Source: an optimization exercise on an open RTL-to-GDS flow (aim: small area). Production flows keep margins and buffers that such runs may drop. Only the layout flow was run in this run; the RTL was not checked for function there.

File: design/flow/constraint.sdc
create_clock -name core_clock -period 10.0 [get_ports {clk}]
set_input_delay 2.0000 -clock core_clock [delete_from_list [all_inputs] [get_ports {clk}]]
set_output_delay 2.0000 -clock core_clock [all_outputs]
set_load 0.01 [all_outputs]
File: design/flow/config.mk
export PLATFORM = sky130hd
export DESIGN_NAME = cfs_aligner
export DESIGN_NICKNAME = cfs_aligner
export VERILOG_FILES = /design/flow/design.v
export SDC_FILE = /design/flow/constraint.sdc
export NUM_CORES = 4
export LEC_CHECK = 0
export CAP_MARGIN = 20
export CORE_MARGIN = 2
export CORE_UTILIZATION = 40
export SLEW_MARGIN = 20
File: design/flow/run.sh
#!/bin/bash
# synth_recipe.tcl (not shown) runs the flow's synth.tcl, then flattens the netlist and writes it again
# the make line also repeats each setting of config.mk as NAME=value (left out here)
make -C /OpenROAD-flow-scripts/flow DESIGN_CONFIG=/design/flow/config.mk WORK_HOME=/design/flow/orfs CLKGATE_MAP_FILE= SYNTH_SCRIPT=/design/flow/synth_recipe.tcl finish
File: design/flow/design.v
  module cfs_synch#(
    parameter DATA_WIDTH = 32
  ) (
    input                       clk,
    input     [DATA_WIDTH-1:0]  i,
    output reg[DATA_WIDTH-1:0]  o
  );
    always@(posedge clk) begin
      o <= i;
    end
  endmodule
  module cfs_edge_detect #(parameter bit EDGE = 1, parameter bit RESET_VAL = !EDGE)(
    input clk,
    input reset_n,
    input data,
    output reg detected
  );
    reg dly1_data;
    always@(posedge clk or negedge reset_n) begin
      if(reset_n == 0) begin
        dly1_data <= RESET_VAL;
      end
      else begin
        dly1_data <= data;
      end
    end
    assign detected = ((data == EDGE) & (dly1_data == !EDGE));
  endmodule
  module cfs_synch_fifo #(
     parameter DATA_WIDTH = 32,
     parameter FIFO_DEPTH = 8,
     parameter CDC        = 1,
    localparam CNT_WIDTH = $clog2(FIFO_DEPTH)
  ) (
    input                       reset_n,
    input                       push_clk,
    input                       push_valid,
    input[DATA_WIDTH-1:0]       push_data,
    output wire                 push_ready,
    output wire                 push_full,
    output wire                 push_empty,
    output reg[CNT_WIDTH:0]     push_fifo_lvl,
    input                       pop_clk,
    output wire                 pop_valid,
    output wire[DATA_WIDTH-1:0] pop_data,
    input                       pop_ready,
    output wire                 pop_full,
    output wire                 pop_empty,
    output reg[CNT_WIDTH:0]     pop_fifo_lvl
  );
    reg[DATA_WIDTH-1:0] fifo[0:FIFO_DEPTH-1];
    wire[CNT_WIDTH-1:0] rd_ptr_push;
    reg[CNT_WIDTH-1:0]  rd_ptr_pop;
    reg[CNT_WIDTH-1:0] next_wr_ptr_push;
    reg[CNT_WIDTH-1:0] next_rd_ptr_pop;
    reg[CNT_WIDTH-1:0] wr_ptr_push;
    wire[CNT_WIDTH-1:0] wr_ptr_pop;
    reg[CNT_WIDTH:0] push_fifo_lvl_dly;
    reg[CNT_WIDTH:0] pop_fifo_lvl_dly;
    always_comb begin
      if(wr_ptr_push == FIFO_DEPTH - 1) begin
        next_wr_ptr_push = 0;
      end
      else begin
        next_wr_ptr_push = wr_ptr_push + 1;
      end
    end
    always@(posedge push_clk or negedge reset_n) begin
      if(reset_n == 0) begin
        push_fifo_lvl_dly  <= 0;
      end
      else begin
        push_fifo_lvl_dly <= push_fifo_lvl;
      end
    end
    always@(posedge pop_clk or negedge reset_n) begin
      if(reset_n == 0) begin
        pop_fifo_lvl_dly  <= 0;
      end
      else begin
        pop_fifo_lvl_dly <= pop_fifo_lvl;
      end
    end
    assign push_empty = (push_fifo_lvl == 0);
    assign push_full  = (push_fifo_lvl == FIFO_DEPTH);
    always@(posedge push_clk or negedge reset_n) begin
      if(reset_n == 0) begin
        wr_ptr_push <= 0;
      end
      else begin
        if(push_valid & push_ready) begin
          fifo[wr_ptr_push] <= push_data;
          wr_ptr_push       <= next_wr_ptr_push;
        end
      end
    end
    assign push_ready = push_valid & !push_full;
    always_comb begin
      if(rd_ptr_pop == FIFO_DEPTH - 1) begin
        next_rd_ptr_pop = 0;
      end
      else begin
        next_rd_ptr_pop = rd_ptr_pop + 1;
      end
    end
    assign pop_empty = (pop_fifo_lvl == 0);
    assign pop_full  = (pop_fifo_lvl == FIFO_DEPTH);
    always@(posedge pop_clk or negedge reset_n) begin
      if(reset_n == 0) begin
        rd_ptr_pop <= 0;
      end
      else begin
        if(pop_valid & pop_ready) begin
          rd_ptr_pop <= next_rd_ptr_pop;
        end
      end
    end
    always_comb begin
      if(wr_ptr_push == rd_ptr_push) begin
        if(push_fifo_lvl_dly >= FIFO_DEPTH - 1) begin
          push_fifo_lvl = FIFO_DEPTH;
        end
        else begin
          push_fifo_lvl = 0;
        end
      end
      else if(wr_ptr_push > rd_ptr_push) begin
        push_fifo_lvl = wr_ptr_push - rd_ptr_push;
      end
      else begin
        push_fifo_lvl = FIFO_DEPTH - (rd_ptr_push - wr_ptr_push);
      end
    end
    always_comb begin
      if(wr_ptr_pop == rd_ptr_pop) begin
        if(pop_fifo_lvl_dly >= FIFO_DEPTH - 1) begin
          pop_fifo_lvl = FIFO_DEPTH;
        end
        else begin
          pop_fifo_lvl = 0;
        end
      end
      else if(wr_ptr_pop > rd_ptr_pop) begin
        pop_fifo_lvl = wr_ptr_pop - rd_ptr_pop;
      end
      else begin
        pop_fifo_lvl = FIFO_DEPTH - (rd_ptr_pop - wr_ptr_pop);
      end
    end
    assign pop_valid = !pop_empty;
    assign pop_data  = fifo[rd_ptr_pop];
    if(CDC == 1) begin
      cfs_synch#(CNT_WIDTH) synch_wr_ptr_push2pop(
        .clk(pop_clk),
        .i(wr_ptr_push),
        .o(wr_ptr_pop)
      );
      cfs_synch#(CNT_WIDTH) synch_rd_ptr_pop2push(
        .clk(push_clk),
        .i(rd_ptr_pop),
        .o(rd_ptr_push)
      );
    end
    else begin
       assign wr_ptr_pop  = wr_ptr_push;
       assign rd_ptr_push = rd_ptr_pop;
    end
  endmodule
  module cfs_rx_ctrl #(
    parameter ALGN_DATA_WIDTH       = 32,
    parameter STATUS_CNT_DROP_WIDTH = 8,
    localparam int unsigned ALGN_OFFSET_WIDTH = ALGN_DATA_WIDTH <= 8 ? 1 : $clog2(ALGN_DATA_WIDTH/8),
    localparam int unsigned ALGN_SIZE_WIDTH   = $clog2(ALGN_DATA_WIDTH/8)+1,
    localparam int unsigned FIFO_DATA_WIDTH   = ALGN_DATA_WIDTH + ALGN_OFFSET_WIDTH + ALGN_SIZE_WIDTH
  )(
    input                                  preset_n,
    input                                  pclk,
    input                                  clr_cnt_dop,
    output wire[STATUS_CNT_DROP_WIDTH-1:0] status_cnt_drop,
    input                                  md_rx_clk,
    input                                  md_rx_valid,
    input[ALGN_DATA_WIDTH-1:0]             md_rx_data,
    input[ALGN_OFFSET_WIDTH-1:0]           md_rx_offset,
    input[ALGN_SIZE_WIDTH-1:0]             md_rx_size,
    output wire                            md_rx_ready,
    output reg                             md_rx_err,
    output wire                            push_valid,
    output wire[FIFO_DATA_WIDTH-1:0]       push_data,
    input                                  push_ready,
    input                                  rx_fifo_full
    );
    localparam int unsigned DATA_MSB = ALGN_DATA_WIDTH-1;
    localparam int unsigned DATA_LSB = 0;
    localparam int unsigned OFFSET_MSB = ALGN_DATA_WIDTH+ALGN_OFFSET_WIDTH-1;
    localparam int unsigned OFFSET_LSB = ALGN_DATA_WIDTH;
    localparam int unsigned SIZE_MSB = ALGN_DATA_WIDTH+ALGN_OFFSET_WIDTH+ALGN_SIZE_WIDTH-1;
    localparam int unsigned SIZE_LSB = ALGN_DATA_WIDTH+ALGN_OFFSET_WIDTH;
    reg[STATUS_CNT_DROP_WIDTH-1:0] md_rx_clk_status_cnt_drop;
    cfs_synch#(STATUS_CNT_DROP_WIDTH) synch_status_cnt_drop(
      .clk(pclk),
      .i  (clr_cnt_dop ? {STATUS_CNT_DROP_WIDTH{1'b0}} : md_rx_clk_status_cnt_drop),
      .o  (status_cnt_drop)
    );
    always@(posedge md_rx_clk or negedge preset_n) begin
      if(!preset_n) begin
        md_rx_clk_status_cnt_drop <= 0;
      end
      else if(clr_cnt_dop) begin
        md_rx_clk_status_cnt_drop <= 0;
      end
      else begin
        if(md_rx_valid & md_rx_ready & md_rx_err) begin
          if(md_rx_clk_status_cnt_drop < (('h1 << STATUS_CNT_DROP_WIDTH) - 1)) begin
            md_rx_clk_status_cnt_drop <= md_rx_clk_status_cnt_drop + 1;
          end
        end
      end
    end
    wire[ALGN_SIZE_WIDTH:0]   md_rx_numer;
    wire[ALGN_SIZE_WIDTH-1:0] md_rx_rem;
    assign md_rx_numer = (ALGN_DATA_WIDTH / 8) + md_rx_offset;
    assign md_rx_rem   = md_rx_numer % md_rx_size;
    always_comb begin
      if(md_rx_valid == 1) begin
        if(md_rx_size == 0) begin
          md_rx_err = 1;
        end
        else if(md_rx_rem != 0) begin
          md_rx_err = 1;
        end
        else begin
          md_rx_err = 0;
        end
      end
      else begin
        md_rx_err = 0;
      end
    end
    assign md_rx_ready = (push_valid & push_ready) | md_rx_err;
    assign push_valid = md_rx_valid & !md_rx_err;
    assign push_data[SIZE_MSB  :SIZE_LSB]   = md_rx_size;
    assign push_data[OFFSET_MSB:OFFSET_LSB] = md_rx_offset;
    assign push_data[DATA_MSB  :DATA_LSB]   = md_rx_data;
  endmodule
  module cfs_tx_ctrl #(
    parameter ALGN_DATA_WIDTH = 32,
    localparam int unsigned ALGN_OFFSET_WIDTH = ALGN_DATA_WIDTH <= 8 ? 1 : $clog2(ALGN_DATA_WIDTH/8),
    localparam int unsigned ALGN_SIZE_WIDTH   = $clog2(ALGN_DATA_WIDTH/8)+1,
    localparam int unsigned FIFO_DATA_WIDTH   = ALGN_DATA_WIDTH + ALGN_OFFSET_WIDTH + ALGN_SIZE_WIDTH
  )(
    input                              pop_valid,
    input[FIFO_DATA_WIDTH-1:0]         pop_data,
    output wire                        pop_ready,
    output wire                        md_tx_valid,
    output wire[ALGN_DATA_WIDTH-1:0]   md_tx_data,
    output wire[ALGN_OFFSET_WIDTH-1:0] md_tx_offset,
    output wire[ALGN_SIZE_WIDTH-1:0]   md_tx_size,
    input                              md_tx_ready
    );
    localparam int unsigned DATA_MSB = ALGN_DATA_WIDTH-1;
    localparam int unsigned DATA_LSB = 0;
    localparam int unsigned OFFSET_MSB = ALGN_DATA_WIDTH+ALGN_OFFSET_WIDTH-1;
    localparam int unsigned OFFSET_LSB = ALGN_DATA_WIDTH;
    localparam int unsigned SIZE_MSB = ALGN_DATA_WIDTH+ALGN_OFFSET_WIDTH+ALGN_SIZE_WIDTH-1;
    localparam int unsigned SIZE_LSB = ALGN_DATA_WIDTH+ALGN_OFFSET_WIDTH;
    assign pop_ready    = pop_valid & md_tx_ready;
    assign md_tx_valid  = pop_valid;
    assign md_tx_data   = pop_data[DATA_MSB:DATA_LSB];
    assign md_tx_offset = pop_data[OFFSET_MSB:OFFSET_LSB];
    assign md_tx_size   = pop_data[SIZE_MSB:SIZE_LSB];
  endmodule
  module cfs_ctrl #(
    parameter ALGN_DATA_WIDTH = 32,
    localparam int unsigned ALGN_OFFSET_WIDTH = ALGN_DATA_WIDTH <= 8 ? 1 : $clog2(ALGN_DATA_WIDTH/8),
    localparam int unsigned ALGN_SIZE_WIDTH   = $clog2(ALGN_DATA_WIDTH/8)+1,
    localparam int unsigned FIFO_WIDTH        = ALGN_DATA_WIDTH + ALGN_OFFSET_WIDTH + ALGN_SIZE_WIDTH
  )(
    input                        reset_n,
    input                        clk,
    input                        pop_valid,
    input[FIFO_WIDTH-1:0]        pop_data,
    output reg                   pop_ready,
    output reg                   push_valid,
    output reg[FIFO_WIDTH-1:0]   push_data,
    input                        push_ready,
    input[ALGN_OFFSET_WIDTH-1:0] ctrl_offset,
    input[ALGN_SIZE_WIDTH-1:0]   ctrl_size
    );
    localparam int unsigned DATA_MSB = ALGN_DATA_WIDTH-1;
    localparam int unsigned DATA_LSB = 0;
    localparam int unsigned OFFSET_MSB = ALGN_DATA_WIDTH+ALGN_OFFSET_WIDTH-1;
    localparam int unsigned OFFSET_LSB = ALGN_DATA_WIDTH;
    localparam int unsigned SIZE_MSB = ALGN_DATA_WIDTH+ALGN_OFFSET_WIDTH+ALGN_SIZE_WIDTH-1;
    localparam int unsigned SIZE_LSB = ALGN_DATA_WIDTH+ALGN_OFFSET_WIDTH;
    reg[ALGN_OFFSET_WIDTH-1:0] unaligned_offset;
    reg[ALGN_SIZE_WIDTH-1:0] unaligned_size;
    reg[ALGN_DATA_WIDTH-1:0] unaligned_data;
    reg[ALGN_SIZE_WIDTH-1:0] unaligned_bytes_processed;
    reg[ALGN_SIZE_WIDTH-1:0] aligned_bytes_processed;
    always@(posedge clk or negedge reset_n) begin
      if(reset_n == 0) begin
        pop_ready                 <= 1;
        push_valid                <= 0;
        push_data                 <= 0;
        unaligned_offset          <= 0;
        unaligned_size            <= 0;
        unaligned_data            <= 0;
        unaligned_bytes_processed <= 0;
        aligned_bytes_processed   <= 0;
      end
      else begin
        if((push_valid == 1) & (push_ready == 0)) begin
          if(unaligned_bytes_processed >= unaligned_size) begin
            if((pop_valid == 1) && (pop_ready == 1)) begin
              pop_ready                 <= 0;
              unaligned_offset          <= pop_data[OFFSET_MSB:OFFSET_LSB];
              unaligned_size            <= pop_data[SIZE_MSB:SIZE_LSB];
              unaligned_data            <= pop_data[DATA_MSB:DATA_LSB];
              unaligned_bytes_processed <= 0;
            end
            else if((pop_valid == 1) && (pop_ready == 0)) begin
              pop_ready <= 1;
            end
            else begin
              pop_ready <= 1;
            end
          end
          else begin
            pop_ready <= 0;
          end
        end
        else if((push_valid == 1) & (push_ready == 1)) begin
          if(unaligned_bytes_processed >= unaligned_size) begin
            if((pop_valid == 1) && (pop_ready == 1)) begin
              if(pop_data[SIZE_MSB:SIZE_LSB] >= ctrl_size) begin
                push_valid                       <= 1;
                push_data[DATA_MSB:DATA_LSB]     <= ((('h1 << (ctrl_size * 8)) - 1) & (pop_data[DATA_MSB:DATA_LSB] >> (pop_data[OFFSET_MSB:OFFSET_LSB] * 8))) << (8 * ctrl_offset);
                push_data[SIZE_MSB:SIZE_LSB]     <= ctrl_size;
                push_data[OFFSET_MSB:OFFSET_LSB] <= ctrl_offset;
                unaligned_offset                 <= pop_data[OFFSET_MSB:OFFSET_LSB];
                unaligned_size                   <= pop_data[SIZE_MSB:SIZE_LSB];
                unaligned_data                   <= pop_data[DATA_MSB:DATA_LSB];
                unaligned_bytes_processed        <= ctrl_size;
                aligned_bytes_processed          <= 0;
                if(pop_data[SIZE_MSB:SIZE_LSB] > ctrl_size) begin
                  pop_ready <= 0;
                end
                else begin
                  pop_ready <= 1;
                end
              end
              else begin
                push_valid              <= 0;
                push_data               <= ((('h1 << (pop_data[SIZE_MSB:SIZE_LSB] * 8)) - 1) & (pop_data[DATA_MSB:DATA_LSB] >> (pop_data[OFFSET_MSB:OFFSET_LSB] * 8))) << (8 * ctrl_offset);
                aligned_bytes_processed <= pop_data[SIZE_MSB:SIZE_LSB];
              end
            end
            else if((pop_valid == 1) && (pop_ready == 0)) begin
              pop_ready               <= 1;
              push_valid              <= 0;
              push_data               <= 0;
              aligned_bytes_processed <= 0;
            end
            else begin
              pop_ready               <= 1;
              push_valid              <= 0;
              push_data               <= 0;
              aligned_bytes_processed <= 0;
            end
          end
          else begin
            if((unaligned_size - unaligned_bytes_processed) >= ctrl_size) begin
              push_valid                       <= 1;
              push_data[DATA_MSB:DATA_LSB]     <= ((('h1 << (ctrl_size * 8)) - 1) & (unaligned_data >> ((unaligned_offset + unaligned_bytes_processed) * 8))) << (8 * ctrl_offset);
              push_data[SIZE_MSB:SIZE_LSB]     <= ctrl_size;
              push_data[OFFSET_MSB:OFFSET_LSB] <= ctrl_offset;
              unaligned_bytes_processed        <= unaligned_bytes_processed + ctrl_size;
              aligned_bytes_processed          <= 0;
              if(unaligned_bytes_processed + ctrl_size >= unaligned_size) begin
                pop_ready <= 1;
              end
            end
            else begin
              push_valid                <= 0;
              push_data                 <= ((('h1 << ((unaligned_size - unaligned_bytes_processed) * 8)) - 1) & (unaligned_data >> ((unaligned_offset + unaligned_bytes_processed) * 8))) << (8 * ctrl_offset);
              unaligned_bytes_processed <= unaligned_size;
              aligned_bytes_processed   <= unaligned_size - unaligned_bytes_processed;
              pop_ready <= 1;
            end
          end
        end
        else begin
          if(unaligned_bytes_processed >= unaligned_size) begin
            if((pop_valid == 1) && (pop_ready == 1)) begin
              if(pop_data[SIZE_MSB:SIZE_LSB] >= (ctrl_size - aligned_bytes_processed)) begin
                push_valid                       <= 1;
                push_data[DATA_MSB:DATA_LSB]     <= push_data[DATA_MSB:DATA_LSB] | (((('h1 << ((ctrl_size - aligned_bytes_processed) * 8)) - 1) & (pop_data[DATA_MSB:DATA_LSB] >> (pop_data[OFFSET_MSB:OFFSET_LSB] * 8))) << (8 * (ctrl_offset + aligned_bytes_processed)));
                push_data[SIZE_MSB:SIZE_LSB]     <= ctrl_size;
                push_data[OFFSET_MSB:OFFSET_LSB] <= ctrl_offset;
                unaligned_offset                 <= pop_data[OFFSET_MSB:OFFSET_LSB];
                unaligned_size                   <= pop_data[SIZE_MSB:SIZE_LSB];
                unaligned_data                   <= pop_data[DATA_MSB:DATA_LSB];
                unaligned_bytes_processed        <= ctrl_size - aligned_bytes_processed;
                if(pop_data[SIZE_MSB:SIZE_LSB] == (ctrl_size - aligned_bytes_processed)) begin
                  pop_ready <= 1;
                end
                else begin
                  pop_ready <= 0;
                end
              end
              else begin
                push_valid                <= 0;
                push_data                 <= push_data | (((('h1 << (pop_data[SIZE_MSB:SIZE_LSB] * 8)) - 1) & (pop_data[DATA_MSB:DATA_LSB] >> (pop_data[OFFSET_MSB:OFFSET_LSB] * 8))) << (8 * (ctrl_offset + aligned_bytes_processed)));
                aligned_bytes_processed   <= aligned_bytes_processed + pop_data[SIZE_MSB:SIZE_LSB];
                unaligned_offset          <= pop_data[OFFSET_MSB:OFFSET_LSB];
                unaligned_size            <= pop_data[SIZE_MSB:SIZE_LSB];
                unaligned_data            <= pop_data[DATA_MSB:DATA_LSB];
                unaligned_bytes_processed <= pop_data[SIZE_MSB:SIZE_LSB];
                pop_ready                 <= 1;
              end
            end
            else if((pop_valid == 1) && (pop_ready == 0)) begin
              pop_ready <= 1;
            end
            else begin
              pop_ready <= 1;
            end
          end
          else begin
            if(unaligned_size - unaligned_bytes_processed >= (ctrl_size - aligned_bytes_processed)) begin
              push_valid                       <= 1;
              push_data[DATA_MSB:DATA_LSB]     <= push_data[DATA_MSB:DATA_LSB] | (((('h1 << ((ctrl_size - aligned_bytes_processed) * 8)) - 1) & (unaligned_data >> ((unaligned_offset + unaligned_bytes_processed) * 8))) << (8 * (ctrl_offset + aligned_bytes_processed)));
              push_data[SIZE_MSB:SIZE_LSB]     <= ctrl_size;
              push_data[OFFSET_MSB:OFFSET_LSB] <= ctrl_offset;
              unaligned_bytes_processed        <= unaligned_bytes_processed + ctrl_size - aligned_bytes_processed;
              if(unaligned_bytes_processed + ctrl_size - aligned_bytes_processed >= unaligned_size) begin
                pop_ready <= 1;
              end
              else begin
                pop_ready <= 0;
              end
            end
            else begin
              push_valid                <= 0;
              push_data                 <= push_data | (((('h1 << ((unaligned_size - unaligned_bytes_processed) * 8)) - 1) & (unaligned_data >> ((unaligned_offset + unaligned_bytes_processed) * 8))) << (8 * (ctrl_offset + aligned_bytes_processed)));
              aligned_bytes_processed   <= aligned_bytes_processed + (unaligned_size - unaligned_bytes_processed) ;
              unaligned_bytes_processed <= unaligned_size;
              pop_ready <= 1;
            end
          end
        end
      end
    end
  endmodule
  module cfs_regs#(
    parameter APB_ADDR_WIDTH        = 16,
    parameter ALGN_DATA_WIDTH       = 32,
    parameter STATUS_CNT_DROP_WIDTH = 8,
    parameter STATUS_RX_LVL_WIDTH   = 4,
    parameter STATUS_TX_LVL_WIDTH   = 4,
    localparam int unsigned APB_DATA_WIDTH  = 32,
    localparam int unsigned ALGN_OFFSET_WIDTH = ALGN_DATA_WIDTH <= 8 ? 1 : $clog2(ALGN_DATA_WIDTH/8),
    localparam int unsigned ALGN_SIZE_WIDTH   = $clog2(ALGN_DATA_WIDTH/8)+1) (
    input wire                            pclk,
    input wire                            presetn,
    input wire[APB_ADDR_WIDTH-1:0]        paddr,
    input wire                            pwrite,
    input wire                            psel,
    input wire                            penable,
    input wire[APB_DATA_WIDTH-1:0]        pwdata,
    output reg                            pready,
    output reg[APB_DATA_WIDTH-1:0]        prdata,
    output reg                            pslverr,
    output reg[ALGN_OFFSET_WIDTH-1:0]     ctrl_offset,
    output reg[ALGN_SIZE_WIDTH-1:0]       ctrl_size,
    output reg                            ctrl_clr,
    input wire[STATUS_CNT_DROP_WIDTH-1:0] status_cnt_drop,
    input wire[STATUS_RX_LVL_WIDTH-1:0]   status_rx_lvl,
    input wire[STATUS_TX_LVL_WIDTH-1:0]   status_tx_lvl,
    input wire                            rx_fifo_empty,
    input wire                            rx_fifo_full,
    input wire                            tx_fifo_empty,
    input wire                            tx_fifo_full,
    input wire                            max_drop,
    output wire                           irq
  );
    localparam ADDR_CTRL    = 'h0000;
    localparam ADDR_STATUS  = 'h000c;
    localparam ADDR_IRQEN   = 'h00f0;
    localparam ADDR_IRQ     = 'h00f4;
    localparam LSB_CTRL_SIZE   = 0;
    localparam LSB_CTRL_OFFSET = 8;
    localparam LSB_CTRL_CLR    = 16;
    localparam LSB_STATUS_CNT_DROP = 0;
    localparam LSB_STATUS_RX_LVL   = 8;
    localparam LSB_STATUS_TX_LVL   = 16;
    localparam LSB_IRQEN_RX_FIFO_EMPTY = 0;
    localparam LSB_IRQEN_RX_FIFO_FULL  = 1;
    localparam LSB_IRQEN_TX_FIFO_EMPTY = 2;
    localparam LSB_IRQEN_TX_FIFO_FULL  = 3;
    localparam LSB_IRQEN_MAX_DROP      = 4;
    localparam LSB_IRQ_RX_FIFO_EMPTY = LSB_IRQEN_RX_FIFO_EMPTY;
    localparam LSB_IRQ_RX_FIFO_FULL  = LSB_IRQEN_RX_FIFO_FULL;
    localparam LSB_IRQ_TX_FIFO_EMPTY = LSB_IRQEN_TX_FIFO_EMPTY;
    localparam LSB_IRQ_TX_FIFO_FULL  = LSB_IRQEN_TX_FIFO_FULL;
    localparam LSB_IRQ_MAX_DROP      = LSB_IRQEN_MAX_DROP;
    wire[APB_ADDR_WIDTH-1:0] addr_aligned;
    assign addr_aligned = {paddr[APB_ADDR_WIDTH-1:2], 2'b00};
    reg wr_ctrl_is_illegal;
    wire[ALGN_SIZE_WIDTH-1:0] ctrl_size_wr_val;
    assign ctrl_size_wr_val = pwdata[LSB_CTRL_SIZE + ALGN_SIZE_WIDTH - 1 : LSB_CTRL_SIZE];
    wire[ALGN_OFFSET_WIDTH-1:0] ctrl_offset_wr_val;
    assign ctrl_offset_wr_val = pwdata[LSB_CTRL_OFFSET + ALGN_OFFSET_WIDTH - 1 : LSB_CTRL_OFFSET];
    reg[APB_DATA_WIDTH-1:0] ctrl_rd_val;
    wire[ALGN_SIZE_WIDTH:0]   ctrl_wr_numer;
    wire[ALGN_SIZE_WIDTH-1:0] ctrl_wr_rem;
    assign ctrl_wr_numer = (ALGN_DATA_WIDTH / 8) + ctrl_offset_wr_val;
    assign ctrl_wr_rem   = ctrl_wr_numer % ctrl_size_wr_val;
    reg irqen_rx_fifo_empty;
    reg irqen_rx_fifo_full;
    reg irqen_tx_fifo_empty;
    reg irqen_tx_fifo_full;
    reg irqen_max_drop;
    reg irq_rx_fifo_empty;
    reg irq_rx_fifo_full;
    reg irq_tx_fifo_empty;
    reg irq_tx_fifo_full;
    reg irq_max_drop;
    always_comb begin
      ctrl_rd_val = 0;
      ctrl_rd_val[LSB_CTRL_SIZE   + ALGN_SIZE_WIDTH   - 1 : LSB_CTRL_SIZE]   = ctrl_size;
      ctrl_rd_val[LSB_CTRL_OFFSET + ALGN_OFFSET_WIDTH - 1 : LSB_CTRL_OFFSET] = ctrl_offset;
    end
    reg[APB_DATA_WIDTH-1:0] status_rd_val;
    always_comb begin
      status_rd_val = 0;
      status_rd_val[LSB_STATUS_CNT_DROP+ STATUS_CNT_DROP_WIDTH-1:LSB_STATUS_CNT_DROP] = status_cnt_drop;
      status_rd_val[LSB_STATUS_RX_LVL  + STATUS_RX_LVL_WIDTH-1  :LSB_STATUS_RX_LVL]   = status_rx_lvl;
      status_rd_val[LSB_STATUS_TX_LVL  + STATUS_TX_LVL_WIDTH-1  :LSB_STATUS_TX_LVL]   = status_tx_lvl;
    end
    reg[APB_DATA_WIDTH-1:0] irqen_rd_val;
    always_comb begin
      irqen_rd_val = 0;
      irqen_rd_val[LSB_IRQEN_RX_FIFO_EMPTY] = irqen_rx_fifo_empty;
      irqen_rd_val[LSB_IRQEN_RX_FIFO_FULL]  = irqen_rx_fifo_full;
      irqen_rd_val[LSB_IRQEN_TX_FIFO_EMPTY] = irqen_tx_fifo_empty;
      irqen_rd_val[LSB_IRQEN_TX_FIFO_FULL]  = irqen_tx_fifo_full;
      irqen_rd_val[LSB_IRQEN_MAX_DROP]      = irqen_max_drop;
    end
    reg[APB_DATA_WIDTH-1:0] irq_rd_val;
    always_comb begin
      irq_rd_val = 0;
      irq_rd_val[LSB_IRQEN_RX_FIFO_EMPTY] = irq_rx_fifo_empty;
      irq_rd_val[LSB_IRQEN_RX_FIFO_FULL]  = irq_rx_fifo_full;
      irq_rd_val[LSB_IRQEN_TX_FIFO_EMPTY] = irq_tx_fifo_empty;
      irq_rd_val[LSB_IRQEN_TX_FIFO_FULL]  = irq_tx_fifo_full;
      irq_rd_val[LSB_IRQEN_MAX_DROP]      = irq_max_drop;
    end
    wire edge_rx_fifo_empty;
    wire edge_rx_fifo_full;
    wire edge_tx_fifo_empty;
    wire edge_tx_fifo_full;
    wire edge_max_drop;
    cfs_edge_detect #(.EDGE(1), .RESET_VAL(1)) edge_detect_rx_fifo_empty(.clk(pclk), .reset_n(presetn), .data(rx_fifo_empty), .detected(edge_rx_fifo_empty));
    cfs_edge_detect #(.EDGE(1), .RESET_VAL(0)) edge_detect_rx_fifo_full( .clk(pclk), .reset_n(presetn), .data(rx_fifo_full),  .detected(edge_rx_fifo_full));
    cfs_edge_detect #(.EDGE(1), .RESET_VAL(1)) edge_detect_tx_fifo_empty(.clk(pclk), .reset_n(presetn), .data(tx_fifo_empty), .detected(edge_tx_fifo_empty));
    cfs_edge_detect #(.EDGE(1), .RESET_VAL(0)) edge_detect_tx_fifo_full( .clk(pclk), .reset_n(presetn), .data(tx_fifo_full),  .detected(edge_tx_fifo_full));
    cfs_edge_detect #(.EDGE(1), .RESET_VAL(0)) edge_detect_max_drop(     .clk(pclk), .reset_n(presetn), .data(max_drop),      .detected(edge_max_drop));
    assign irq = 
      (edge_rx_fifo_empty & irqen_rx_fifo_empty) | 
      (edge_rx_fifo_full  & irqen_rx_fifo_full)  | 
      (edge_tx_fifo_empty & irqen_tx_fifo_empty) | 
      (edge_tx_fifo_full  & irqen_tx_fifo_full) | 
      (edge_max_drop      & irqen_max_drop);
    always@(posedge pclk or negedge presetn) begin
      if(presetn == 0) begin
        ctrl_offset <= 0;
        ctrl_size   <= 1;
        irqen_rx_fifo_empty <= 0;
        irqen_rx_fifo_full  <= 0;
        irqen_tx_fifo_empty <= 0;
        irqen_tx_fifo_full  <= 0;
        irqen_max_drop      <= 0;
        irq_rx_fifo_empty <= 0;
        irq_rx_fifo_full  <= 0;
        irq_tx_fifo_empty <= 0;
        irq_tx_fifo_full  <= 0;
        irq_max_drop      <= 0;
        wr_ctrl_is_illegal <= 0;
        ctrl_clr           <= 0;
        pready             <= 0;
        pslverr            <= 0;
        prdata             <= 0;
      end
      else begin
        ctrl_clr <= 0;
        if(psel == 1 && penable == 1) begin
          if(pready == 0) begin
            case(addr_aligned) 
              ADDR_CTRL : begin
                if(pwrite) begin
                  if(wr_ctrl_is_illegal == 0) begin
                    if(ctrl_size_wr_val == 0) begin
                      wr_ctrl_is_illegal <= 1;
                      pready             <= 0;
                      pslverr            <= 0;
                    end
                    else if(ctrl_wr_rem != 0) begin
                      wr_ctrl_is_illegal <= 1;
                      pready             <= 0;
                      pslverr            <= 0;
                    end
                    else if(ctrl_offset_wr_val + ctrl_size_wr_val > (ALGN_DATA_WIDTH / 8)) begin
                      wr_ctrl_is_illegal <= 1;
                      pready             <= 0;
                      pslverr            <= 0;
                    end
                    else begin
                      wr_ctrl_is_illegal <= 0;
                      pready             <= 1;
                      pslverr            <= 0;
                      ctrl_size          <= ctrl_size_wr_val;
                      ctrl_offset        <= ctrl_offset_wr_val;
                      ctrl_clr           <= pwdata[LSB_CTRL_CLR];
                    end
                  end
                  else begin
                    wr_ctrl_is_illegal <= 0;
                    pready             <= 1;
                    pslverr            <= 1;
                  end
                end
                else begin
                  prdata <= ctrl_rd_val;
                  pready <= 1;
                end
              end
              ADDR_STATUS : begin
                if(pwrite) begin
                  pready  <= 1;
                  pslverr <= 1;
                  prdata  <= 0;
                end
                else begin
                  pready  <= 1;
                  pslverr <= 0;
                  prdata  <= status_rd_val;
                end
              end
              ADDR_IRQEN : begin
                if(pwrite) begin
                  pready  <= 1;
                  pslverr <= 0;
                  irqen_rx_fifo_empty <= pwdata[LSB_IRQEN_RX_FIFO_EMPTY];
                  irqen_rx_fifo_full  <= pwdata[LSB_IRQEN_RX_FIFO_FULL];
                  irqen_tx_fifo_empty <= pwdata[LSB_IRQEN_TX_FIFO_EMPTY];
                  irqen_tx_fifo_full  <= pwdata[LSB_IRQEN_TX_FIFO_FULL];
                  irqen_max_drop      <= pwdata[LSB_IRQEN_MAX_DROP];
                end
                else begin
                  pready  <= 1;
                  pslverr <= 0;
                  prdata  <= irqen_rd_val;
                end
              end
              ADDR_IRQ : begin
                if(pwrite) begin
                  pready  <= 1;
                  pslverr <= 0;
                  irq_rx_fifo_empty <= irq_rx_fifo_empty & !pwdata[LSB_IRQEN_RX_FIFO_EMPTY];
                  irq_rx_fifo_full  <= irq_rx_fifo_full  & !pwdata[LSB_IRQEN_RX_FIFO_FULL];
                  irq_tx_fifo_empty <= irq_tx_fifo_empty & !pwdata[LSB_IRQEN_TX_FIFO_EMPTY];
                  irq_tx_fifo_full  <= irq_tx_fifo_full  & !pwdata[LSB_IRQEN_TX_FIFO_FULL];
                  irq_max_drop      <= irq_max_drop      & !pwdata[LSB_IRQEN_MAX_DROP];
                end
                else begin
                  pready  <= 1;
                  pslverr <= 0;
                  prdata  <= irq_rd_val;
                end
              end
              default : begin
                pready  <= 1;
                pslverr <= 1;
                prdata  <= 0;
              end
            endcase
          end
          else begin
            pready  <= 0;
            pslverr <= 0;
            prdata  <= 0;
          end
        end
        else begin
          pready  <= 0;
          pslverr <= 0;
          prdata  <= 0;
        end
        if(edge_rx_fifo_empty) begin
          irq_rx_fifo_empty <= 1;
        end
        if(edge_rx_fifo_full) begin
          irq_rx_fifo_full <= 1;
        end
        if(edge_tx_fifo_empty) begin
          irq_tx_fifo_empty <= 1;
        end
        if(edge_tx_fifo_full) begin
          irq_tx_fifo_full <= 1;
        end
        if(edge_max_drop) begin
          irq_max_drop <= 1;
        end
      end
    end
  endmodule
  module cfs_aligner_core#(
    parameter APB_ADDR_WIDTH  = 16,
    parameter ALGN_DATA_WIDTH = 32,
    parameter FIFO_DEPTH      = 8,
     parameter CDC_RX_TO_REG  = 1,
     parameter CDC_REG_TO_TX  = 1,
    localparam int unsigned STATUS_CNT_DROP_WIDTH = 8,
    localparam int unsigned APB_DATA_WIDTH  = 32,
    localparam int unsigned ALGN_OFFSET_WIDTH = ALGN_DATA_WIDTH <= 8 ? 1 : $clog2(ALGN_DATA_WIDTH/8),
    localparam int unsigned ALGN_SIZE_WIDTH   = $clog2(ALGN_DATA_WIDTH/8)+1
  ) (
    input wire pclk,
    input wire preset_n,
    input wire[APB_ADDR_WIDTH-1:0]    paddr,
    input wire                        pwrite,
    input wire                        psel,
    input wire                        penable,
    input wire[APB_DATA_WIDTH-1:0]    pwdata,
    output wire                       pready,
    output reg[APB_DATA_WIDTH-1:0]    prdata,
    output reg                        pslverr,
    input                             md_rx_clk,
    input                             md_rx_valid,
    input[ALGN_DATA_WIDTH-1:0]        md_rx_data,
    input[ALGN_OFFSET_WIDTH-1:0]      md_rx_offset,
    input[ALGN_SIZE_WIDTH-1:0]        md_rx_size,
    output reg                        md_rx_ready,
    output reg                        md_rx_err,
    input                             md_tx_clk,
    output reg                        md_tx_valid,
    output reg[ALGN_DATA_WIDTH-1:0]   md_tx_data,
    output reg[ALGN_OFFSET_WIDTH-1:0] md_tx_offset,
    output reg[ALGN_SIZE_WIDTH-1:0]   md_tx_size,
    input                             md_tx_ready,
    input                             md_tx_err,
    output wire                       irq
  );
    localparam int unsigned FIFO_WIDTH        = ALGN_DATA_WIDTH + ALGN_OFFSET_WIDTH + ALGN_SIZE_WIDTH;
    localparam int unsigned FIFO_LVL_WIDTH    = $clog2(FIFO_DEPTH) + 1;
    wire[STATUS_CNT_DROP_WIDTH-1:0] rx_ctrl_2_regs_status_cnt_drop;
    wire                            regs_2_rx_ctrl_ctrl_clr;
    wire                            rx_ctrl_2_rx_fifo_push_valid;
    wire[FIFO_WIDTH-1:0]            rx_ctrl_2_rx_fifo_push_data;
    wire                            rx_fifo_2_rx_ctrl_push_ready;
    wire                            rx_fifo_2_rx_ctrl_push_full;
    wire                            rx_fifo_2_regs_fifo_full;
    wire                            rx_fifo_2_regs_fifo_empty;
    wire[FIFO_LVL_WIDTH-1:0]        rx_fifo_2_regs_fifo_lvl;
    wire[FIFO_LVL_WIDTH-1:0]        tx_fifo_2_regs_fifo_lvl;
    wire                            tx_fifo_2_regs_fifo_empty;
    wire                            tx_fifo_2_regs_fifo_full;
    wire                            tx_fifo_2_tx_ctrl_pop_valid;
    wire[FIFO_WIDTH-1:0]            tx_fifo_2_tx_ctrl_pop_data;
    wire                            tx_fifo_2_tx_ctrl_pop_ready;
    wire                            rx_fifo_2_ctrl_pop_valid;
    wire[FIFO_WIDTH-1:0]            rx_fifo_2_ctrl_pop_data;
    wire                            rx_fifo_2_ctrl_pop_ready;
    wire                            ctrl_2_tx_fifo_push_valid;
    wire[FIFO_WIDTH-1:0]            ctrl_2_tx_fifo_push_data;
    wire                            ctrl_2_tx_fifo_push_ready;
    wire[ALGN_OFFSET_WIDTH-1:0]     regs_2_ctrl_ctrl_offset;
    wire[ALGN_SIZE_WIDTH-1:0]       regs_2_ctrl_ctrl_size;
    cfs_rx_ctrl #(
      .ALGN_DATA_WIDTH      (ALGN_DATA_WIDTH),
      .STATUS_CNT_DROP_WIDTH(STATUS_CNT_DROP_WIDTH)
    ) rx_ctrl (
      .preset_n       (preset_n),
      .pclk           (pclk),
      .status_cnt_drop(rx_ctrl_2_regs_status_cnt_drop),
      .clr_cnt_dop    (regs_2_rx_ctrl_ctrl_clr),
      .md_rx_clk      (md_rx_clk),
      .md_rx_valid    (md_rx_valid),
      .md_rx_data     (md_rx_data),
      .md_rx_offset   (md_rx_offset),
      .md_rx_size     (md_rx_size),
      .md_rx_ready    (md_rx_ready),
      .md_rx_err      (md_rx_err),
      .push_valid     (rx_ctrl_2_rx_fifo_push_valid),
      .push_data      (rx_ctrl_2_rx_fifo_push_data),
      .push_ready     (rx_fifo_2_rx_ctrl_push_ready),
      .rx_fifo_full   (rx_fifo_2_rx_ctrl_push_full)
    );
    cfs_synch_fifo #(
      .DATA_WIDTH(FIFO_WIDTH),
      .FIFO_DEPTH(FIFO_DEPTH),
      .CDC(       CDC_RX_TO_REG)) rx_fifo (
      .reset_n      (preset_n),
      .push_clk     (md_rx_clk),
      .push_valid   (rx_ctrl_2_rx_fifo_push_valid),
      .push_data    (rx_ctrl_2_rx_fifo_push_data),
      .push_ready   (rx_fifo_2_rx_ctrl_push_ready),
      .push_full    (rx_fifo_2_rx_ctrl_push_full),
      .push_empty   (),
      .push_fifo_lvl(),
      .pop_clk      (pclk),
      .pop_valid    (rx_fifo_2_ctrl_pop_valid),
      .pop_data     (rx_fifo_2_ctrl_pop_data),
      .pop_ready    (rx_fifo_2_ctrl_pop_ready),
      .pop_full     (rx_fifo_2_regs_fifo_full),
      .pop_empty    (rx_fifo_2_regs_fifo_empty),
      .pop_fifo_lvl (rx_fifo_2_regs_fifo_lvl)
    );
    cfs_synch_fifo #(
      .DATA_WIDTH(FIFO_WIDTH),
      .FIFO_DEPTH(FIFO_DEPTH),
      .CDC(       CDC_REG_TO_TX)) tx_fifo (
      .reset_n   (preset_n),
      .push_clk  (pclk),
      .push_valid(ctrl_2_tx_fifo_push_valid),
      .push_data (ctrl_2_tx_fifo_push_data),
      .push_ready(ctrl_2_tx_fifo_push_ready),
      .push_full (tx_fifo_2_regs_fifo_full),
      .push_empty(tx_fifo_2_regs_fifo_empty),
      .push_fifo_lvl(tx_fifo_2_regs_fifo_lvl),
      .pop_clk   (md_tx_clk),
      .pop_valid (tx_fifo_2_tx_ctrl_pop_valid),
      .pop_data  (tx_fifo_2_tx_ctrl_pop_data),
      .pop_ready (tx_fifo_2_tx_ctrl_pop_ready),
      .pop_full  (),
      .pop_empty (),
      .pop_fifo_lvl ()
    );
    cfs_tx_ctrl #(
      .ALGN_DATA_WIDTH(ALGN_DATA_WIDTH)
    ) tx_ctrl (
      .pop_valid   (tx_fifo_2_tx_ctrl_pop_valid),
      .pop_data    (tx_fifo_2_tx_ctrl_pop_data),
      .pop_ready   (tx_fifo_2_tx_ctrl_pop_ready),
      .md_tx_valid (md_tx_valid),
      .md_tx_data  (md_tx_data),
      .md_tx_offset(md_tx_offset),
      .md_tx_size  (md_tx_size),
      .md_tx_ready (md_tx_ready)
    );
    cfs_ctrl #(
      .ALGN_DATA_WIDTH(ALGN_DATA_WIDTH)
    ) ctrl(
      .reset_n    (preset_n),
      .clk        (pclk),
      .pop_valid  (rx_fifo_2_ctrl_pop_valid),
      .pop_data   (rx_fifo_2_ctrl_pop_data),
      .pop_ready  (rx_fifo_2_ctrl_pop_ready),
      .push_valid (ctrl_2_tx_fifo_push_valid),
      .push_data  (ctrl_2_tx_fifo_push_data),
      .push_ready (ctrl_2_tx_fifo_push_ready),
      .ctrl_offset(regs_2_ctrl_ctrl_offset),
      .ctrl_size  (regs_2_ctrl_ctrl_size)
      );
    cfs_regs#(
      .APB_ADDR_WIDTH       (APB_ADDR_WIDTH),
      .STATUS_CNT_DROP_WIDTH(STATUS_CNT_DROP_WIDTH),
      .ALGN_DATA_WIDTH      (ALGN_DATA_WIDTH)) regs (
      .pclk           (pclk),
      .presetn        (preset_n),
      .paddr          (paddr),
      .pwrite         (pwrite),
      .psel           (psel),
      .penable        (penable),
      .pwdata         (pwdata),
      .pready         (pready),
      .prdata         (prdata),
      .pslverr        (pslverr),
      .ctrl_offset    (regs_2_ctrl_ctrl_offset),
      .ctrl_size      (regs_2_ctrl_ctrl_size),
      .ctrl_clr       (regs_2_rx_ctrl_ctrl_clr),
      .status_cnt_drop(rx_ctrl_2_regs_status_cnt_drop),
      .status_rx_lvl  (rx_fifo_2_regs_fifo_lvl),
      .status_tx_lvl  (tx_fifo_2_regs_fifo_lvl),
      .rx_fifo_empty  (rx_fifo_2_regs_fifo_empty),
      .rx_fifo_full   (rx_fifo_2_regs_fifo_full),
      .tx_fifo_empty  (tx_fifo_2_regs_fifo_empty),
      .tx_fifo_full   (tx_fifo_2_regs_fifo_full),
      .max_drop       (rx_ctrl_2_regs_status_cnt_drop == (('h1 << STATUS_CNT_DROP_WIDTH) - 1)),
      .irq            (irq)
    );
  endmodule
  module cfs_aligner#(
    parameter ALGN_DATA_WIDTH = 32,
    parameter FIFO_DEPTH      = 8,
    localparam int unsigned APB_ADDR_WIDTH    = 16,
    localparam int unsigned APB_DATA_WIDTH    = 32,
    localparam int unsigned ALGN_OFFSET_WIDTH = ALGN_DATA_WIDTH <= 8 ? 1 : $clog2(ALGN_DATA_WIDTH/8),
    localparam int unsigned ALGN_SIZE_WIDTH   = $clog2(ALGN_DATA_WIDTH/8)+1
  ) (
    input wire clk,
    input wire reset_n,
    input wire[APB_ADDR_WIDTH-1:0]    paddr,
    input wire                        pwrite,
    input wire                        psel,
    input wire                        penable,
    input wire[APB_DATA_WIDTH-1:0]    pwdata,
    output wire                       pready,
    output reg[APB_DATA_WIDTH-1:0]    prdata,
    output reg                        pslverr,
    input                             md_rx_valid,
    input[ALGN_DATA_WIDTH-1:0]        md_rx_data,
    input[ALGN_OFFSET_WIDTH-1:0]      md_rx_offset,
    input[ALGN_SIZE_WIDTH-1:0]        md_rx_size,
    output reg                        md_rx_ready,
    output reg                        md_rx_err,
    output reg                        md_tx_valid,
    output reg[ALGN_DATA_WIDTH-1:0]   md_tx_data,
    output reg[ALGN_OFFSET_WIDTH-1:0] md_tx_offset,
    output reg[ALGN_SIZE_WIDTH-1:0]   md_tx_size,
    input                             md_tx_ready,
    input                             md_tx_err,
    output reg                        irq
  );
    localparam int unsigned STATUS_CNT_DROP_WIDTH = 8;
    cfs_aligner_core#(
      .APB_ADDR_WIDTH( APB_ADDR_WIDTH),
      .ALGN_DATA_WIDTH(ALGN_DATA_WIDTH),
      .FIFO_DEPTH(     FIFO_DEPTH),
      .CDC_RX_TO_REG(  0),
      .CDC_REG_TO_TX(  0)) core (
      .pclk        (clk),
      .preset_n    (reset_n),
      .paddr       (paddr),
      .pwrite      (pwrite),
      .psel        (psel),
      .penable     (penable),
      .pwdata      (pwdata),
      .pready      (pready),
      .prdata      (prdata),
      .pslverr     (pslverr),
      .md_rx_clk   (clk),
      .md_rx_valid (md_rx_valid),
      .md_rx_data  (md_rx_data),
      .md_rx_offset(md_rx_offset),
      .md_rx_size  (md_rx_size),
      .md_rx_ready (md_rx_ready),
      .md_rx_err   (md_rx_err),
      .md_tx_clk   (clk),
      .md_tx_valid (md_tx_valid),
      .md_tx_data  (md_tx_data),
      .md_tx_offset(md_tx_offset),
      .md_tx_size  (md_tx_size),
      .md_tx_ready (md_tx_ready),
      .md_tx_err   (md_tx_err),
      .irq         (irq)
    );
  endmodule
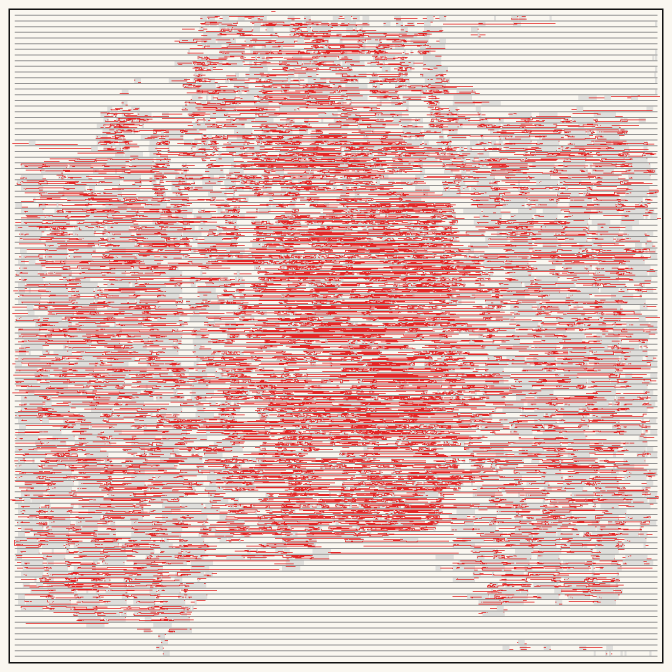
(met1 routing)
Supply wires on this layer in grey. Cells faint in the background.
The longest straight run is 84.6 um. The wires run mostly horizontal. 3,287 nets have wire on it. The layer carries 53.5 mm of wire. The layer holds 41% of the routed length.

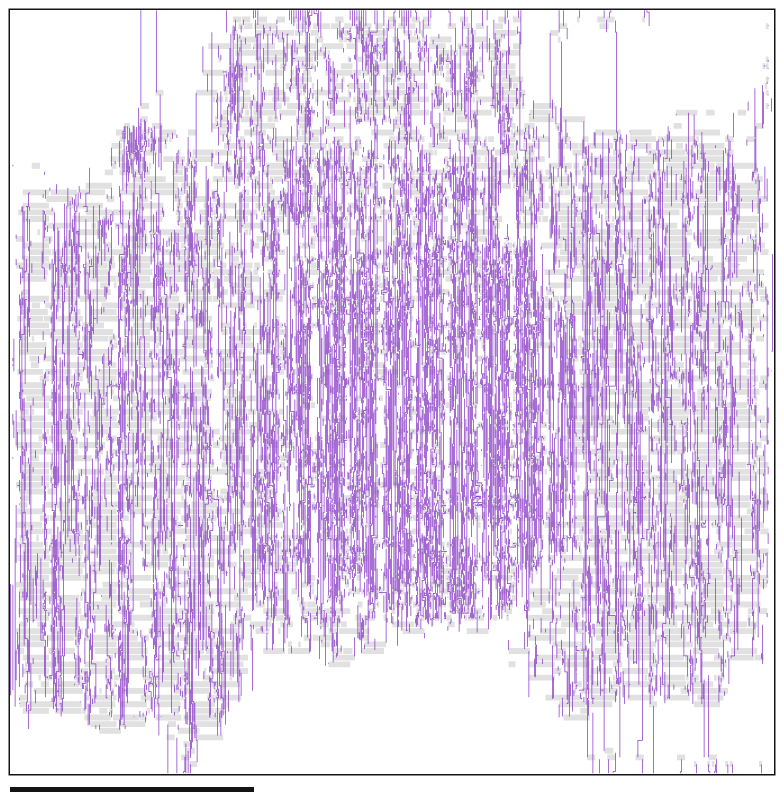
(met2 routing)
The bar under the picture is 100 um long. Cells faint in the background.
The layer holds 45% of the routed length. 2,841 nets have wire on it. The wires run mostly vertical.

==> run summary <==
outcome=timing/DRC/antenna clean; Setup crit end kind=output port; Worst-path clk slew=about 60 ps; worst min-delay path endpoint=core.regs.prdata[3]; depth of the worst hold-timing path=2; R2R Path Start=core.regs.ctrl_size[1]; period utilization=0.873; post-synthesis register bit count=752; # resized after CTS=0; DRC viols=0; layout cells sized above 1=0.127; clock tree buffer depth=3; fmax=115 MHz; reg-to-reg slack, setup=3130 ps; Root Buffer Master=clkbuf_16; fin cells=4,658; min-delay worst type=flop to flop; metal2 WL=58,600 um; top cells by area, synth=edfxtp_1 47%, dfrtp_1 9.7%, mux2_2 3.8%; Via density=6.33; met1 usage=0.355; first-pass GRT wire length=193,000 um; fin util=0.458; critical path's top delay family=compound AO/OA/AOI/OAI gates; WP data required=8000 ps; clock latency on the worst-skew pair=660 ps; Crit path largest cell delay=690 ps; global route hottest layer=met2; post-synth top area share=0.467; cell taking the most area after synthesis=edfxtp_1; largest family of logic cells by synthesized area=compound AO/OA/AOI/OAI gates; largest net degree at the start of global routing=75; number of enable flip-flop cells after synthesis=592; cts hold-fix bufs=0; synthesized area per cell=11.7 um^2; Synth Area in XOR/XNOR=0.00506; Multi-input gate area=0.0151 mm^2; worst-path maximum fanout=10; MaxCap Viol Count=0; Post-Synth Simple-Gate Area=0.108; CP endpoint=md_rx_ready; ANT cells=0; worst-path cell chain=clkdlybuf4s50_1 > inv_1 > ha_1 > o211ai_1 > ha_1 > o21a_1 > o21a_1 > nor2_1 > nor2_1 > a21o_1 > inv_1 > fa_1 > a21bo_2 > a21oi_1 > o21ai_0 > a211o_1 > a32oi_1 > a21boi_0 > clkdlybuf4s50_1; RR Endpoint=core.ctrl.push_data[29]; CP startpoint=md_rx_size[1]; register area share after synthesis=0.571; Final ANT Viol Nets=0; nets@finish=3,515; starting density of the core=0.402; Synth cell types=a little over 100; top-count cell post-synth=edfxtp_1; met2 usage=0.408; placed inst area=0.0407 mm^2; CTS tree=yes; All-Layer GR Usage=0.264; Setup crit start kind=input port; DIE HEIGHT=313 um; Async SR Flop Fraction=0.202; CTS buffer count=82; I/O pin count=168; WP buf/inv=4; Max-slew headroom=0.176; postcts setup bufs=0; hold path start=core.regs.prdata[3]; Register Area=0.0218 mm^2; Worst Path Arrival=6730 ps; hold slack=476 ps; Die Area=0.0977 mm^2; Design Area, Final=0.0434 mm^2; stages on the worst setup path=19; TNS Setup=0 ps; worst clock skew=36.0 ps; met3 usage in global routing=0.0617; final-report hold violation count=0; routed length on met1=roughly 53,000 um; first-iteration detailed-routing DRC count=4,050; GP Congestion=1.07; clock period minus worst slack=just under 9000 ps; dpl cells=roughly 4.5k; mux cell area share after synthesis=0.0545; RSZ-0062 raised after global routing=no; vias=29.5k; DR top layer=met5; Fillers=8,734; clk sinks=about 750; complex-gate fraction of the synthesized area=0.189; vias in the first global route=28.6k; DRT Pass-1 Iters=9; most instantiated cells after synthesis=592 x edfxtp_1, 292 x nand2_1, 242 x nor2_1; gr ovfl total=0; initial antenna violation count=3; kind of critical path=input port to output port; FF-to-FF path depth=13; CORE AREA=0.0947 mm^2; met3 WL=12,400 um; wire per inst=28.1 um; Die W=about 310 um; final setup vio count=0; most common flop cell mapped by yosys=edfxtp_1; Post-Syn Instances=around 3.3k; Synth Cell Area=~0.038 mm^2; Port Buf Inserts=124; Slew Limit Fails=0; Post-Route WL=131,000 um; Yosys warnings=10; H-tree level count=3; slowest CP cell=clkdlybuf4s50_1; Layout area overhead=13.9%; Adder-Cell Fraction of Synth Area=0.0349; detailed placement HPWL=86,100 um; worst-margin pin slew=1230 ps; cell row count=113
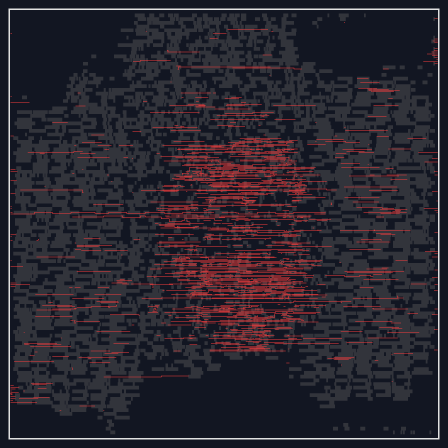
(met3 routing)
Cells faint in the background.
458 nets have wire on it. The longest straight run is 98.0 um. The layer carries 12,400 um of wire. The layer holds 9.5% of the routed length. The wires run mostly horizontal.

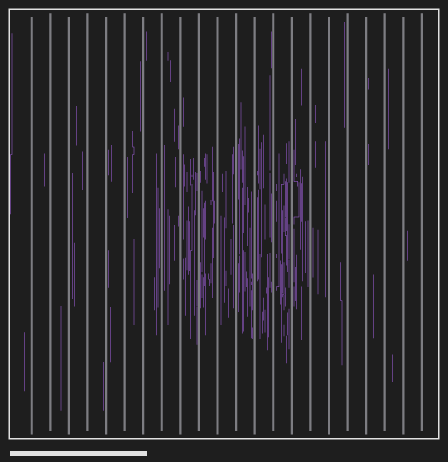
(the metal 4 layer)
The bar under the picture is 100 um long. Supply wires on this layer in grey.
The longest straight run is 133 um. The layer holds 4.9% of the routed length. The layer carries 6,460 um of wire. 115 nets have wire on it. The wires run mostly vertical.

stage by stage:
| step | setup slack, ps |
|---|---|
| floorplan | 3110 |
| global placement | 1310 |
| detailed placement | 1290 |
| CTS | 1230 |
| global route | 902 |
| finish | 1270 |
tightest hold or removal path, stage by stage (launching register included):
cell     delay, ps
dfrtp_1        340
nand2_1         40
o21ai_0         60
cell families after synthesis:
logic type / count (synthesis)
xor+xnor: 22
other cells: 1
buf+inv: 325
simple gates: 894
mux: 188
flops: 752
fa+ha+maj: 98
compound gates: 974
area by class of cell:
| cell class | count | share of cell area |
|---|---|---|
| clock inverters | 45 | 0.0111 |
| inverters | 82 | 0.00709 |
| multi-input cells | 2194 | 0.348 |
| clock buffers | 108 | 0.0524 |
| flip-flops and latches | 752 | 0.501 |
| repair buffers | 212 | 0.0438 |
| well taps | 1265 | 0.0365 |
cells in the final DEF, fill, tap and decap left out, drive strengths merged, types with 20 or more instances in the layout:
cell type      Yosys  layout
nor3              61      61
a22o              46      46
a221oi            38      38
a222oi            64      64
nand4             26      26
o22ai             28      28
nor4              20      20
clkdlybuf4s50      0     123
clkbuf           156     108
inv               79      84
nor2             242     242
ha                84      84
a31oi             50      50
a21o              34      34
clkinv             3      35
mux2i             56      56
edfxtp           592     592
a41oi             41      41
nor2b             33      33
and3              42      42
nand2            293     293
a21oi            124     124
and2              21      21
o221ai            27      27
nand3             87      87
o21ai            175     175
a22oi             42      42
o211ai            32      32
dfrtp            148     148
a2111oi           21      21
mux2             132     132
buf               87      89
a211oi            44      44
registers in the layout, indices dropped and copies added (netlist names), 8 cells and up:
name / count
core.ctrl.push_data: 37
core.ctrl.unaligned_data: 32
core.regs.prdata: 16
core.rx_ctrl.md_rx_clk_status_cnt_drop: 8
core.rx_ctrl.synch_status_cnt_drop.o: 8
core.rx_fifo.fifo: 296
core.tx_fifo.fifo: 296

[port drivers added, routing unchanged]
In the flow no input, the clock included, has a driving cell. The finished layout below was timed again as built, in two steps. Step 1 sets driving cells, clkbuf_16 on the clock port and buf_2 on the other inputs (assumed; they add their load-dependent delay and slew). Step 2 adds t to the input delays and takes it off the output delays; t is the mean of the earliest and latest rising clock arrival at the registers after step 1. Input paths then give back, and output paths get back, about the clock's delay inside the block. a / b / c = no drivers / after step 1 / after step 2; a / b = the first two.
t, ns: 0.710
slack for setup (ns): 1.269 / 1.231 / 1.231
slew at the worst register clock pin (ns): 0.07 / 0.07
After both steps this run still meets setup and hold. The setup slack of this run moves by -0.038 ns with the drivers and by -0.038 ns with both steps.
